Background: an optimization exercise with open tools, aiming at small area. Do not read the settings as production practice.
Where RTL was checked, it was by simulation tests only, not by an equivalence proof against the original.
Not every run is shown, and edits may drop behaviour that the tests do not exercise.
Function not checked in runs 2 and 3: the RTL went through the layout flow alone.

==> design.v <==
`timescale 1ns / 1ps
module fixed_point_mul#(
           parameter int_bits_A = 3,
                     frac_bits_A = 14,
                     int_bits_B = 3,
                     frac_bits_B = 14,
                     int_bits_out = 6,
                     frac_bits_out = 28,
                     intL = int_bits_A + int_bits_B,
                     fracL =  frac_bits_A + frac_bits_B
                     )(
                     input wire clk,
                     input wire rst,
                     input wire signed [int_bits_A + frac_bits_A - 1 : 0] A,
                     input wire signed [int_bits_B + frac_bits_B - 1 : 0] B,
                     output wire signed [int_bits_out + frac_bits_out - 1 : 0] product,
                     output reg overflow,
                     output reg underflow);
               reg [(intL + fracL ) : 0 ] tempprod ;
               reg sign;
               reg [( int_bits_out - 1) : 0] int_bits_outI;
               reg [( frac_bits_out - 1) : 0] frac_bits_outF;
               always @ (posedge clk) begin
                if(rst) begin
                 tempprod <= 0;
                 end else begin
                   tempprod <= $signed(A) * $signed (B);
                 end
               end 
                always @(posedge clk) begin
                  if(rst) begin
                        frac_bits_outF <= 0;
                    end else begin
                      if( frac_bits_out > fracL ) begin
                         frac_bits_outF <= {tempprod[fracL - 1 :0] , {( frac_bits_out - fracL){1'b0}}};
                      end else  begin 
                          frac_bits_outF <= tempprod[(fracL - 1) : (fracL - frac_bits_out)];
                       end
                   end
                   end
               always @(posedge clk) begin
                      if (rst) begin
                          sign <= 0;
                      end else begin
                           sign <= A[int_bits_A + frac_bits_A - 1] ^ B[int_bits_B + frac_bits_B - 1];
                       end
               end
             always @ (posedge clk ) begin
                if(rst) begin
                   int_bits_outI <= 0;
                  end else begin
                     if(int_bits_out  >= intL + 1 ) begin
                         int_bits_outI <= {{(int_bits_out - intL){sign}} , tempprod[int_bits_out  + fracL : fracL]};
                     end else begin
                       if(int_bits_out == 1 ) begin
                          int_bits_outI <= tempprod[intL + fracL - 1];
                        end else begin
                          int_bits_outI <= {sign , tempprod[int_bits_out  + fracL - 1 : fracL]};
                        end
                      end
                    end
              end
               always @ (posedge clk) begin
                  if (rst) begin
                    overflow <= 0;
                      end else begin
                         if (intL >= int_bits_out) begin
                            if (tempprod[intL + fracL]) begin
                        overflow <= (~&tempprod[intL + fracL : fracL + int_bits_out - 1] != tempprod[intL + fracL]);
                        end else begin
                        overflow <= (|tempprod[intL + fracL - 1 : fracL + int_bits_out - 1]);
                      end
                  end else begin 
                overflow <= 0;
               end
              end
             end
           always @ (posedge clk) begin
               if (rst) begin
                  underflow <= 0;
              end else begin
                  if (frac_bits_out == fracL) begin
                   underflow <= 0;
                 end else begin
                   underflow <= |tempprod[fracL - frac_bits_out - 1 : 0];
                end
               end
            end
             assign product = {frac_bits_outF  , int_bits_outI};
endmodule
==> config.mk <==
export PLATFORM = sky130hd
export DESIGN_NAME = fixed_point_mul
export DESIGN_NICKNAME = fixed_point_mul
export VERILOG_FILES = /design/flow/design.v
export SDC_FILE = /design/flow/constraint.sdc
export NUM_CORES = 4
export LEC_CHECK = 0
export CAP_MARGIN = 20
export CORE_MARGIN = 2
export CORE_UTILIZATION = 40
export SLEW_MARGIN = 20
==> run.sh <==
#!/bin/bash
# synth_recipe.tcl (not shown) runs the flow's synth.tcl, then flattens the netlist and writes it again
# the make line also repeats each setting of config.mk as NAME=value (left out here)
make -C /OpenROAD-flow-scripts/flow DESIGN_CONFIG=/design/flow/config.mk WORK_HOME=/design/flow/orfs CLKGATE_MAP_FILE= SYNTH_SCRIPT=/design/flow/synth_recipe.tcl finish
==> constraint.sdc <==
create_clock -name core_clock -period 7.2 [get_ports {clk}]
set_input_delay 1.4400 -clock core_clock [delete_from_list [all_inputs] [get_ports {clk}]]
set_output_delay 1.4400 -clock core_clock [all_outputs]
set_load 0.01 [all_outputs]
==> run_1/flops_by_reg.png <==
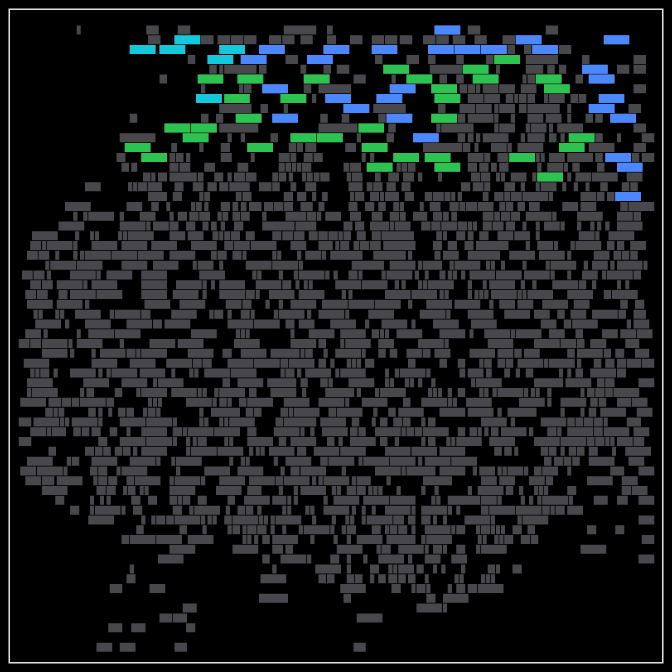
legend:
  green:
    netlist_name: `tempprod`
    flops: 34
  blue:
    netlist_name: `frac_bits_outF`
    flops: 28
  cyan:
    netlist_name: `int_bits_outI`
    flops: 6
Seq area share: 8.66%
final design utilization: 51.1%
Reg area: 1360 sq um

==> run_1/congestion.png <==
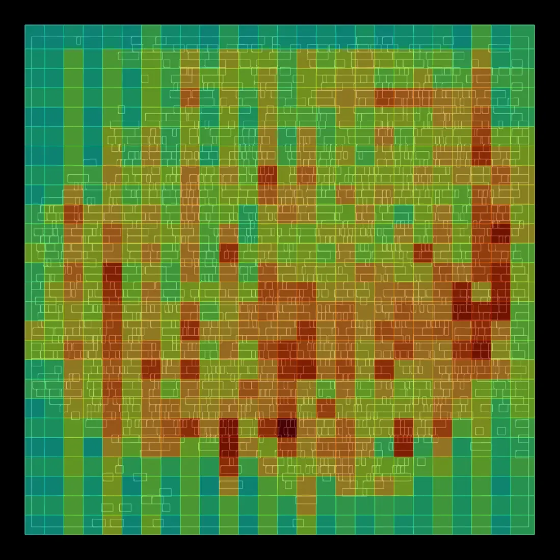
met3 Resource Use GR: 1.87%
grt met1 use: 22.3%
wire per inst: 15.4 um
met2 Use GR: 36.2%
total track usage: 18.7%

==> results.toml, run 1 <==
[global_routing]
grt_pass1_wl_mm = 49.3
grt_pass1_vias = 10300
grt-ovfl-total = 0
grt_max_degree = 71
busiest_layer = "met2"
antenna_found_initial = 0

[routing]
drtPass1Iterations = 5
routed_wl_mm = 29.6
wl_met3_um = 920
detailroute.via_count = 9193
via_per_inst = 4.78
drt_drc_violations_left = 0
top_layer = "met4"
met2_length_mm = 15.8
met1Wirelength_mm = 12.2
antenna_left = 0

[yosys]
syn_area_sq_um = 12500
synth_top_area_share_pct = 47.3
synth_compound_area_share_pct = 4.39
synthArstFlopShare_pct = 0
yosysTopAreaCell = "fa_1"
yosys.area_share.simple_pct = 16.0
synth_xor_area_share_pct = 2.24
synth_top_family_by_area = "adder cells"
ys.flop_type = "dfxtp_1"
seq_area_frac_synth_pct = 10.9
synthCells = 1315
ys_ff_latch = 68
synth-edff-count = 0
synth_mux_area_share_pct = 0.0899
synthAdderAreaFrac_pct = 55.8
synth_area_leaders = "fa_1 47%, dfxtp_1 11%, inv_1 9.1%"
ys_types = 45
syn-num-nets = 1732
yosys_warnings = 1
avgSynthCellArea_sq_um = 9.53

[critical_path]
start_kind = "input pin"
critPathArrivalTime_ps = 7250
r2r_end = "frac_bits_outF[15]"
reg2reg_depth = 1
r2r_slack_ps = 6590
crit_type = "input pin to register"
crit_required_ps = 7450
rr_startpoint = "tempprod[15]"
cp_max_fo = 6
cp-end-kind = "register"

[sta]
worst_slack_ps = 197
max_clock_freq_mhz = 143
finalCritPeriodShare_pct = 97.3
tightest_slew_ps = 707
clock_skew_ps = 5.82
setup_viol = 0
report.final.slew_viol_count = 0
hold_slack_ps = 435
relSlewSlack_pct = 52.9
finalCriticalPeriod_ps = 7000
setup_tns_ps = 0
hold_viol = 0

[clocking]
cts_hold_buf = 0
cts-buffers-inserted = 9
clk_latency_ps = 320
htree_num_levels = 3
tritoncts = "done"
cts_root_buf = "clkbuf_16"
clock-sinks = 68
clk_path_buf_depth = 2

[floorplan]
die_h_um = 181
ioPinCount = 72
rows = 64
die_w_um = 181
die_area_sq_um = 32800

[place]
dp.cells = 1878
gp_congestion = 0.851
hpwl_mm = 24.7
numPortBuffers = 70
dpl_cell_area_sq_um = 14800

[layout]
nNetsFinal = 1938
drive_gt1_share_pct = 16.3
area_delta_synth_final_pct = 25.4
fillers = 2868
final_area_sq_um = 15700
final_cell_mix = "297 x inv_1, 286 x fa_1, 144 x and2_1"

[status]
status = "no timing/DRC/antenna violations"

[job]
drv_cap = 0

[worst_hold_path]
hold_path_end = "frac_bits_outF[4]"
min_delay_path_depth = 1
hp-class = "register to register"
==> run_1/logic_types.png <==
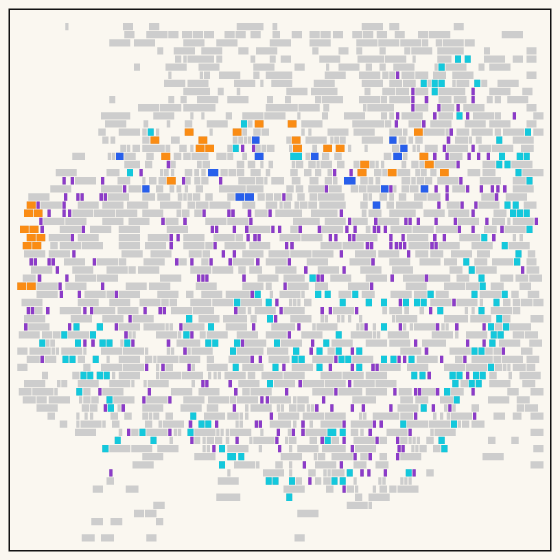
legend:
  cyan:
    family: and/or cells
    cells: 151
  blue:
    family: non-inverting ao/oa cells
    cells: 15
  purple:
    family: inv cells
    cells: 304
  orange:
    family: xor and xnor cells
    cells: 32
multi-input combinational area share: 64.4%
final non-filler cell total: 1922
commonest non-fill, non-tap cell in the layout: inv_1

==> run 1: cell type report <==
type	count	area [sq um]	share of cell area, %
multi-input combinational	896	10100	64.4
sequential	68	1360	8.66
clock inverter	4	95.1	0.605
timing repair buffer	242	2250	14.3
inverter	304	1140	7.26
clock buffer	12	256	1.63
tap	396	495	3.15
==> run 1: worst max-delay path, cell delays in order <==
cell	delay (ps)
clkdlybuf4s50_1	470
buf_6	140
buf_6	140
nand2_1	70
fa_1	510
inv_1	50
fa_1	460
fa_1	570
fa_1	480
fa_1	560
inv_1	50
fa_1	470
inv_1	60
ha_4	280
and3_4	180
buf_4	110
a31oi_2	90
o31a_1	310
o21ai_2	200
a31oi_4	130
a2111oi_4	340
o21bai_1	140
==> run 1: synth_stat cells (2+ instances only) <==
| master | count |
|---|---|
| inv_1 | 304 |
| fa_1 | 296 |
| and2_1 | 146 |
| nand2_1 | 135 |
| ha_1 | 85 |
| dfxtp_1 | 68 |
| nor2_1 | 50 |
| clkbuf_1 | 42 |
| nor2b_1 | 41 |
| a21oi_1 | 29 |
| xnor2_1 | 19 |
| xor2_1 | 13 |
| o21ai_0 | 10 |
| o21ai_1 | 8 |
| nand2b_1 | 7 |
| a21o_1 | 6 |
| nor3_1 | 6 |
| o211ai_1 | 5 |
| nand3_1 | 4 |
| a211oi_1 | 3 |
| and3_1 | 3 |
| buf_1 | 3 |
| o21a_1 | 3 |
| a211o_1 | 2 |
| a221oi_1 | 2 |
| a31oi_1 | 2 |
| buf_4 | 2 |
| nand4_1 | 2 |
| o21bai_1 | 2 |
| o31a_1 | 2 |
==> run 1: state kept, by name, indices dropped and copies added, names as in the netlist <==
| register | count |
|---|---|
| frac_bits_outF | 28 |
| tempprod | 34 |
| int_bits_outI | 6 |
==> run 1: repair_timing <==
action | in CTS | in global routing
pin swaps | 8 | 52
endpoints found under the hold margin | 0 | 0
setup buffers | 0 | 23
setup endpoints to repair | 7 | 11
resized for setup | 9 | 93
cloned | 0 | 6
==> run 1: how the worst max path moves through the flow <==
stage	start	endpoint	slack, ps
2_1_floorplan	B[8]	tempprod[32]	70
6_report	B[9]	tempprod[33]	200
3_5_place_dp	A[16]	tempprod[33]	-490
3_3_place_gp	A[16]	tempprod[33]	-430
4_1_cts	B[16]	tempprod[32]	2
5_1_grt	B[14]	tempprod[32]	-40
==> run 2: too many edits to list; what changed since run 1 <==
design.v: 90 -> 1432 lines; modules unchanged: 0
  fixed_point_mul: edited, 89 -> 1424 lines
  mul_fa: new, 4 lines
  mul_ha: new, 4 lines
==> module mul_ha as of run 2 <==
module mul_ha (input wire x, input wire y, output wire s, output wire c);
  assign s = x ^ y;
  assign c = x & y;
endmodule
==> module mul_fa as of run 2 <==
module mul_fa (input wire x, input wire y, input wire z, output wire s, output wire c);
  assign s = x ^ y ^ z;
  assign c = (x & y) | (x & z) | (y & z);
endmodule
--- a/config.mk
+++ b/config.mk
@@ -10,2 +10,3 @@
 export CORE_UTILIZATION = 40
 export SLEW_MARGIN = 20
+export SYNTH_HIERARCHICAL = 1
==> run_2/io_placement.png <==
Pins as bars across the die edge, other pins in grey.
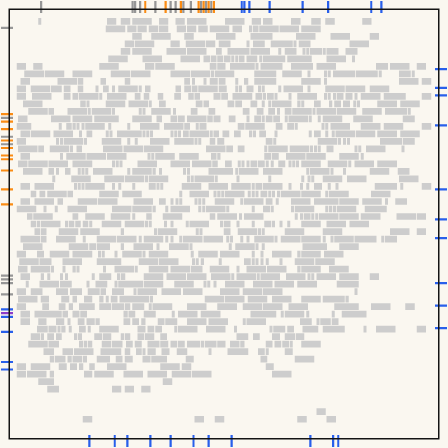
legend:
  orange:
    port: `A`
    pins: 17
    direction: input
    edge: 10 left, 7 top
  blue:
    port: `product`
    pins: 34
    direction: output
    edge: 11 bottom, 10 right, 8 top, 5 left
  purple:
    port: `overflow`
    pins: 1
    direction: output
    edge: left
all pins by edge: 27 top, 24 left, 11 bottom, 10 right
Die Span X: 155 um
port bufs: 70
Die Y: 155 um

==> run_2/detail.png <==
Scale bar: 10 um. Region (58, 27) to (98, 67) um. Cells in grey, sequential cells in the stronger grey; small squares are vias.
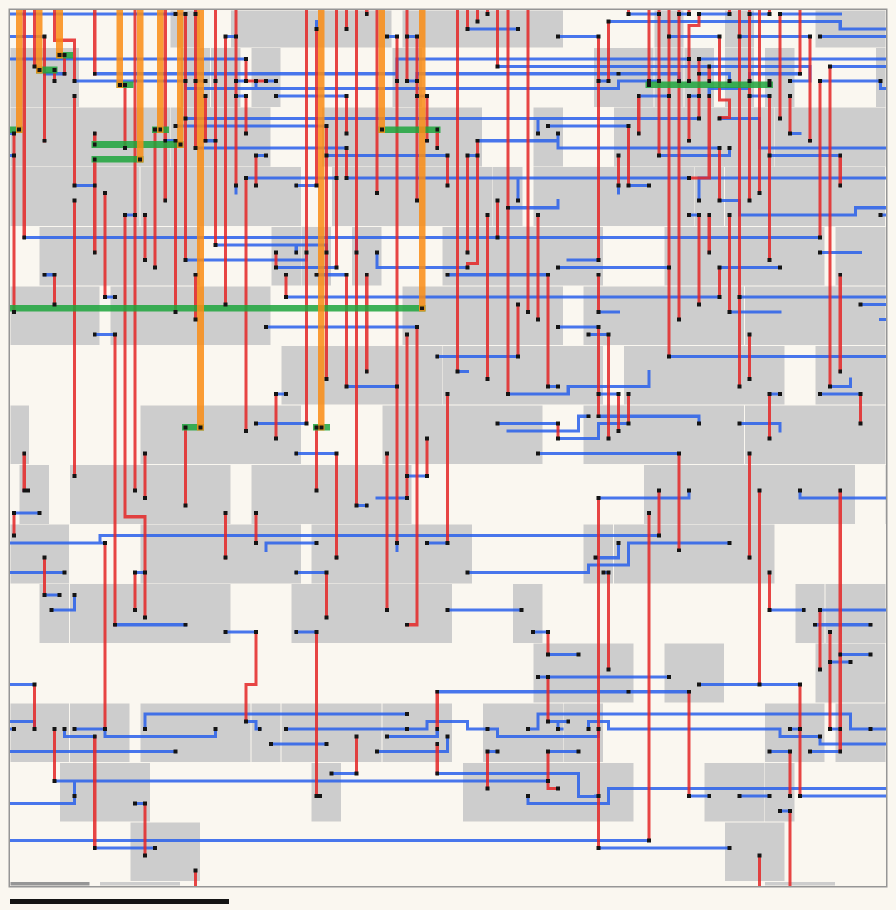
legend:
  blue:
    layer: metal 1
  red:
    layer: metal 2
  green:
    layer: metal 3
  orange:
    layer: metal 4
cells with their middle in the window: 80
sequential cells in the window: 0
most frequent: fa_1 (33), nand2_1 (17), inv_1 (7)

==> run_2/logic_types.png <==
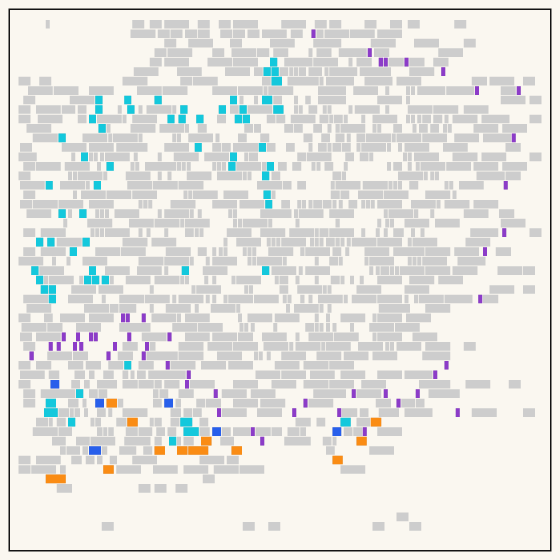
legend:
  blue:
    family: non-inverting ao/oa cells
    cells: 6
  orange:
    family: xor and xnor cells
    cells: 12
  cyan:
    family: and/or cells
    cells: 61
  purple:
    family: inv cells
    cells: 49
    where: spread over the die
multi-input combinational area share: 67.2%
commonest non-fill, non-tap cell in the layout: nand2_1
final non-filler cell total: 1250

==> run 2 against run 1 <==
Compared with the run above: global-route usage rose by 2.0 points; critical path depth increased by 6; sequential cell count grew 1; non-clock buffer count fell by 83; now fails the layout checks on setup timing; via count shrank 30%; critical endpoint is now pr[24]; worst setup slack worse by 1900 ps; clock-buffer cell count decreased by 2.
==> results.toml, run 2 <==
[worst_hold_path]
min-delay-start = "a[0]"
hold_path_end = "pr[0]"
hp-class = "register to register"
min_delay_path_depth = 2

[yosys]
syn-num-nets = 1176
ys_types = 54
syn_area_sq_um = 9130
synth_top_area_share_pct = 52.6
seq_area_frac_synth_pct = 15.1
avgSynthCellArea_sq_um = 10.5
yosysTopAreaCell = "fa_1"
yosys_warnings = 7
yosysMostFrequentCell = "nand2_1"
synth_top_cells_by_count = "259 x nand2_1, 240 x fa_1, 69 x dfxtp_1, 49 x inv_1, 39 x and3_1"
synthArstFlopShare_pct = 0
synth-edff-count = 0
synthCells = 867
ys.flop_type = "dfxtp_1"
synth_area_leaders = "fa_1 53%, dfxtp_1 15%, nand2_1 11%"
ys_ff_latch = 69

[status]
failed_checks = "setup timing"
status = "complete, but fails checks"

[sta]
rsz0062_at_grt = "yes"
setup_viol = 19
tightest_slew_ps = 764
hold_viol = 0
worst_slack_ps = -1660
setup_tns_ps = -23870
clock_skew_ps = 7.37
report.final.slew_viol_count = 0
max_clock_freq_mhz = 113
finalCriticalPeriod_ps = 8860
relSlewSlack_pct = 49.0
finalCritPeriodShare_pct = 123

[clocking]
cts_root_buf = "clkbuf_16"
cts-buffers-inserted = 9
clkTransAtPathRegs_ps = 60
tritoncts = "done"
htree_num_levels = 3
clock-sinks = 69
clk_path_buf_depth = 2
clk_latency_ps = 350

[routing]
routed_wl_mm = 23.6
drtIter0Drc = 423
drtPass1Iterations = 5
antenna_left = 0
wl_per_cell_um = 18.9
drt_drc_violations_left = 0
detailroute.via_count = 6474
via_per_inst = 5.18

[critical_path]
r2r_end = "pr[24]"
rr_startpoint = "r1"
r2r_slack_ps = -770
crit_end = "pr[24]"
crit_required_ps = 7440
reg2reg_depth = 27
cp_max_fo = 7
start_kind = "input pin"
critPathArrivalTime_ps = 9100
crit_type = "input pin to register"
cp-end-kind = "register"
startpoint = "rst"

[layout]
regMostFlops = "pr"
nNetsFinal = 1270
area_delta_synth_final_pct = 20.6
antennaDiodeCount = 0
largest_reg_flops = 34
top_regs = "pr: 34 flops, a: 17 flops, b: 17 flops"
fillers = 2041
final_core_util_pct = 48.9
final_cell_mix = "255 x nand2_1, 221 x fa_1, 84 x buf_4"
drive_gt1_share_pct = 17.7

[global_routing]
grt_pass1_vias = 7205
grt_pass1_wl_mm = 38.0
antenna_found_initial = 0
grt-ovfl-total = 0
track_usage_pct = 20.7
grt_max_degree = 44

[floorplan]
core_sq_um = 22500
rows = 55
start_util_pct = 40.6
die_area_sq_um = 24000
ioPinCount = 72

[place]
gp_congestion = 0.921
hpwl_mm = 18.9

[job]
drv_cap = 0
[run 2: cell types whose count changed in the layout (fill, tap and decap cells not counted), moves of 43 or more]
cell	delta
nor2_1	-43
ha_1	-44
buf_4	-54
nand2_1	+127
inv_1	-252
and2_1	-131
fa_1	-65
[run 2: cell type report]
class,count,area (sq um),share of cell area [%]
clock buffer,10,239,2.17
timing repair buffer,159,1390,12.7
clock inverter,5,58.8,0.534
sequential,69,1380,12.5
tap,285,357,3.24
inverter,49,184,1.67
multi-input combinational,673,7390,67.2
[run 2: critical path, cell delays in order]
cell       delay, ps
buf_8            100
nor2_4           200
and2_4           220
nand2_4           60
fa_2             390
fa_1             480
fa_2             350
fa_2             350
fa_2             370
fa_2             360
fa_2             360
fa_2             350
fa_2             350
fa_2             350
fa_2             350
fa_2             350
fa_2             350
fa_2             340
fa_2             530
inv_2             40
ha_4             150
inv_2             50
fa_2             200
and2b_2          240
o2111ai_4        280
and3b_4          260
o21ai_2           70
xor2_1           150
[run 2: metrics by stage]
stage	cells	hold WS, ps	worst slack, ps	cell area [sq um]
2_1_floorplan	867	479	-1840	9260
3_3_place_gp	1227	642	-2460	10500
3_5_place_dp	1227	629	-2480	10500
4_1_cts	1248	643	-1600	10900
5_1_grt	1250	658	-1840	11000
6_report	1250	635	-1660	11000
[run 2: kinds of logic after synthesis]
logic type,synth area share (%)
muxes,0.123
adders and majority gates,57.2
other,0.0411
buffers and inverters,5.81
and+or+nand+nor,16.7
DFF,15.1
AOI/OAI and AO/OA,3.88
xor gates and xnor gates,1.15
[run 2: modules after synthesis, one instance, submodules excluded]
module / copies in the design / area [sq um] / cells inside / flip-flops and latches
mul_ha: 1 / 12.5 / 1 / 0
mul_fa: 239 / 20.0 / 1 / 0
fixed_point_mul: 1 / 4330 / 627 / 69
[run 2: routing by layer]
metal	GRT usage (%)	wire length, um	vias to the layer above
li1	-	-	2823
met1	26.0	9340	3338
met2	33.7	11600	253
met3	5.40	1720	60
met4	9.44	986	0
met5	0	0	-
[run 2: repair_timing]
item	4_1_cts	5_1_grt
pin swaps	10	20
hold buffers	0	0
setup endpoints to repair	20	19
setup buffers	6	2
resized for setup	18	13
==> run 3, diff against run 2 <==
--- a/design.v
+++ b/design.v
@@ -19,8 +19,8 @@
     r1 <= rst;
   end
+  assign ag = a;
   wire clr = rst | r1;
-  assign ag = clr ? 17'd0 : a;
   always @(posedge clk) begin
-    pr        <= P;
+    pr        <= clr ? 34'd0 : P;
     underflow <= 1'b0;
   end
==> run_3/io_placement.png <==
Pins as bars across the die edge, other pins in grey.
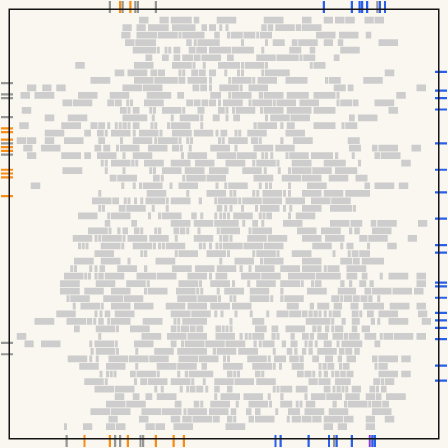
legend:
  blue:
    port: `product`
    pins: 34
    direction: output
    edge: 19 right, 8 bottom, 7 top
  purple:
    port: `overflow`
    pins: 1
    direction: output
    edge: bottom
  orange:
    port: `A`
    pins: 17
    direction: input
    edge: 9 left, 6 bottom, 2 top
Die Y: 155 um
Die Span X: 155 um

==> run_3/logic_types.png <==
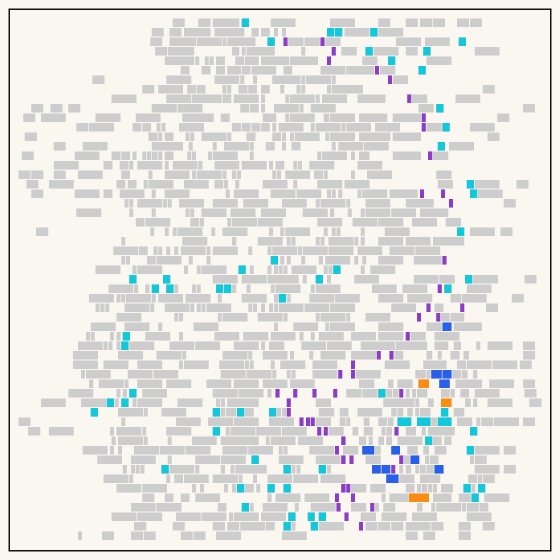
legend:
  cyan:
    family: and/or cells
    cells: 63
    where: spread over the die
  orange:
    family: xor and xnor cells
    cells: 3
  blue:
    family: non-inverting ao/oa cells
    cells: 11
    where: bottom right
  purple:
    family: inv cells
    cells: 52
multi-input combinational area share: 68.3%
final non-filler cell total: 1247

==> run_3/flops_by_reg.png <==
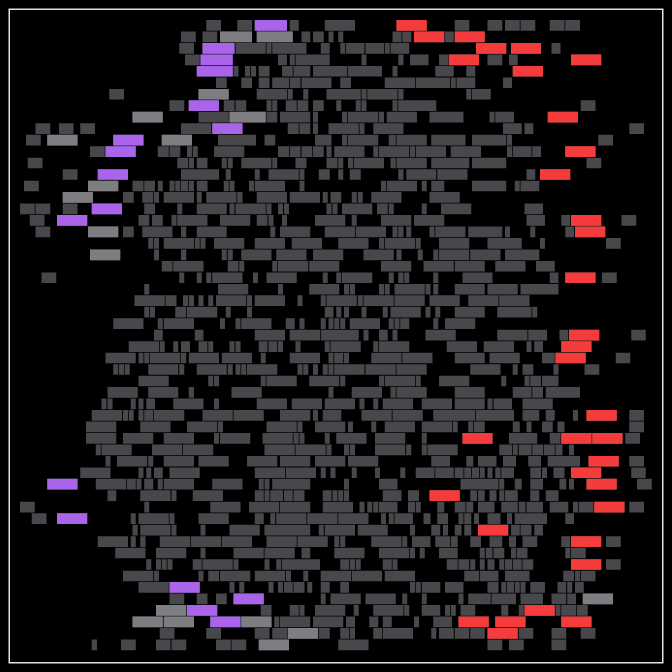
legend:
  purple:
    netlist_name: `b`
    flops: 17
  red:
    netlist_name: `pr`
    flops: 34
    where: a column on the right
not coloured: 18
Seq area share: 12.9%
final design utilization: 48.3%

==> run 3 against run 2 <==
Compared with the run above: the layout still fails its checks (setup timing); first-iteration DRC count grew 3.3%; cell count is 0.24% lower; design area is 1.6% lower; register-to-register slack better by 370 ps; routed wire length grew 6.8%; synthesized cell count grew 2.1%; non-clock buffer count decreased by 25; utilization fell by 0.66 points; critical endpoint is now pr[32]; largest cell class unchanged.
==> results.toml, run 3 <==
[floorplan]
rows = 55
core_sq_um = 22400
start_util_pct = 40.4

[routing]
routed_wl_mm = 25.2
wl_met3_mm = 2.21
drtIter0Drc = 437
via_per_inst = 5.23
antenna_left = 0
drtPass1Iterations = 6
wl_per_cell_um = 20.2

[global_routing]
grt-ovfl-total = 0
grt_pass1_wl_mm = 40.2

[layout]
top_regs = "pr: 34 flops, a: 17 flops, b: 17 flops"
largest_reg_flops = 34
area_delta_synth_final_pct = 19.3
nNetsFinal = 1267
final_area_sq_um = 10800

[critical_path]
cp_max_fo = 5
r2r_slack_ps = -400
slowest_stage = "fa_1"
crit_type = "register to register"
rr_startpoint = "a[0]"
crit_buf_inv = 2
crit_top_cell = "fa_2"

[worst_hold_path]
min-delay-start = "r1"
hold_path_end = "pr[31]"
hp-class = "register to register"

[yosys]
synth_area_leaders = "fa_1 53%, dfxtp_1 15%, nand2_1 11%"
synth_top_family_by_area = "adder cells"
synth_compound_area_share_pct = 3.97
synthCells = 885
seq_area_frac_synth_pct = 15.2
syn-num-nets = 1194
yosys.area_share.simple_pct = 17.2
ys.flop_type = "dfxtp_1"
synth_xor_area_share_pct = 0.290
avgSynthCellArea_sq_um = 10.3
ys_ff_latch = 69
synth_top_area_share_pct = 53.0
yosys_warnings = 7
synth-edff-count = 0
synthArstFlopShare_pct = 0
synth_top_cells_by_count = "265 x nand2_1, 240 x fa_1, 70 x clkbuf_1, 69 x dfxtp_1, 52 x inv_1"
synth_mux_area_share_pct = 0.552

[sta]
hold_slack_ps = 620
report.final.slew_viol_count = 0
finalCritPeriodShare_pct = 106
clock_skew_ps = 15.2
rsz0062_at_grt = "yes"
max_clock_freq_mhz = 131
setup_viol = 14
worst_slack_ps = -405
finalCriticalPeriod_ps = 7600

[clocking]
cts-buffers-inserted = 9
htree_num_levels = 3
clk_path_buf_depth = 2
cts_hold_buf = 0

[place]
hpwl_mm = 19.5
dp.cells = 1229
numPortBuffers = 70

[status]
status = "complete, but fails checks"
failed_checks = "setup timing"
==> run 3: cell count changes in the layout (fill, tap and decap cells not counted), sizes merged, moves of 4 or more <==
cell,previous run,this run
and3,40,3
and2,17,51
buf,90,64
nor2,6,16
or3,1,7
a211oi,0,5
a21oi,19,14
mux2i,0,5
xnor2,7,2
nor3,1,5
o211ai,6,2
xor2,5,1
==> run 3: what timing repair did <==
action                                  in CTS  in global routing
endpoints found under the setup margin      15                 16
gates resized for setup                     32                  5
setup buffers                                2                  1
pin swaps                                   19                  5
==> run 3: final cells by class <==
type	instances	area [sq um]	area share, %
Clock buffer	9	225	2.08
Clock inverter	6	65.1	0.601
Inverter	52	195	1.80
Multi-Input combinational cell	692	7390	68.3
Sequential cell	69	1400	12.9
Tap cell	285	357	3.29
Timing Repair Buffer	134	1190	11.0
==> run 3: worst reg2reg max path: stages (launching register included) <==
cell	delay, ps
dfxtp_4	390
nand2_4	50
fa_2	470
fa_2	360
fa_2	390
fa_2	370
fa_2	360
fa_2	350
fa_2	350
fa_2	350
fa_2	350
fa_2	360
fa_2	340
fa_2	350
fa_2	350
fa_2	350
fa_1	500
inv_2	50
ha_4	160
inv_2	50
fa_2	200
nor2b_2	50
o31a_1	290
o21a_1	230
a221oi_2	260
mux2i_1	200
==> run 3: how the worst max path moves through the flow <==
stage	startpoint	end	slack (ps)	depth (start not counted)
2_1_floorplan	a[0]	pr[32]	-420	27
3_3_place_gp	a[0]	pr[32]	-500	25
3_5_place_dp	a[0]	pr[32]	-540	25
4_1_cts	a[0]	pr[32]	-380	25
5_1_grt	a[2]	pr[32]	-620	25
6_report	a[0]	pr[32]	-400	25
==> run 3: Yosys stat by module, one instance, submodules excluded <==
module / copies in the design / flip-flops and latches / cells inside
mul_fa: 239 / 0 / 1
mul_ha: 1 / 0 / 1
fixed_point_mul: 1 / 69 / 645
==> run 3: metal layers <==
metal,global-route usage [%],up-vias
met4,6.53,0
met3,5.04,35
met5,0,-
met1,32.7,3343
li1,-,2824
met2,33.4,314

-- port drivers added, routing unchanged --
The results above use ideal ports. As a check the final layouts listed here were re-extracted and re-timed, cells and wires unchanged. Step 1 assumes that a clkbuf_16 drives the clock port and a buf_2 every other input. Step 2 times the ports against the registers' clock, not the clock port: input delays grow and output delays shrink by t, the midpoint of the rising clock arrivals with the driver on. Slacks: ideal ports / drivers / drivers and shift; pairs: ideal ports / drivers.
| run | t, ns | slack for setup (ns) | worst hold slack (ns) | clock arrival spread, ns | worst slew at a driven data input, ns |
|---|---|---|---|---|---|
| run 1 | 0.354 | 0.197 / 0.209 / -0.146 | 0.435 / 0.435 / 0.435 | 0.006 / 0.007 | 0.04 |
| run 2 | 0.390 | -1.658 / -1.655 / -2.045 | 0.635 / 0.635 / 0.635 | 0.007 / 0.007 | 0.05 |
| run 3 | 0.396 | -0.405 / -0.405 / -0.405 | 0.620 / 0.620 / 0.620 | 0.015 / 0.015 | 0.05 |
With both steps, setup timing fails in run 1, where it was met with ideal ports. For run 2, which loses most, drivers alone change the setup slack by +0.003 ns; drivers and shift together by -0.387 ns.
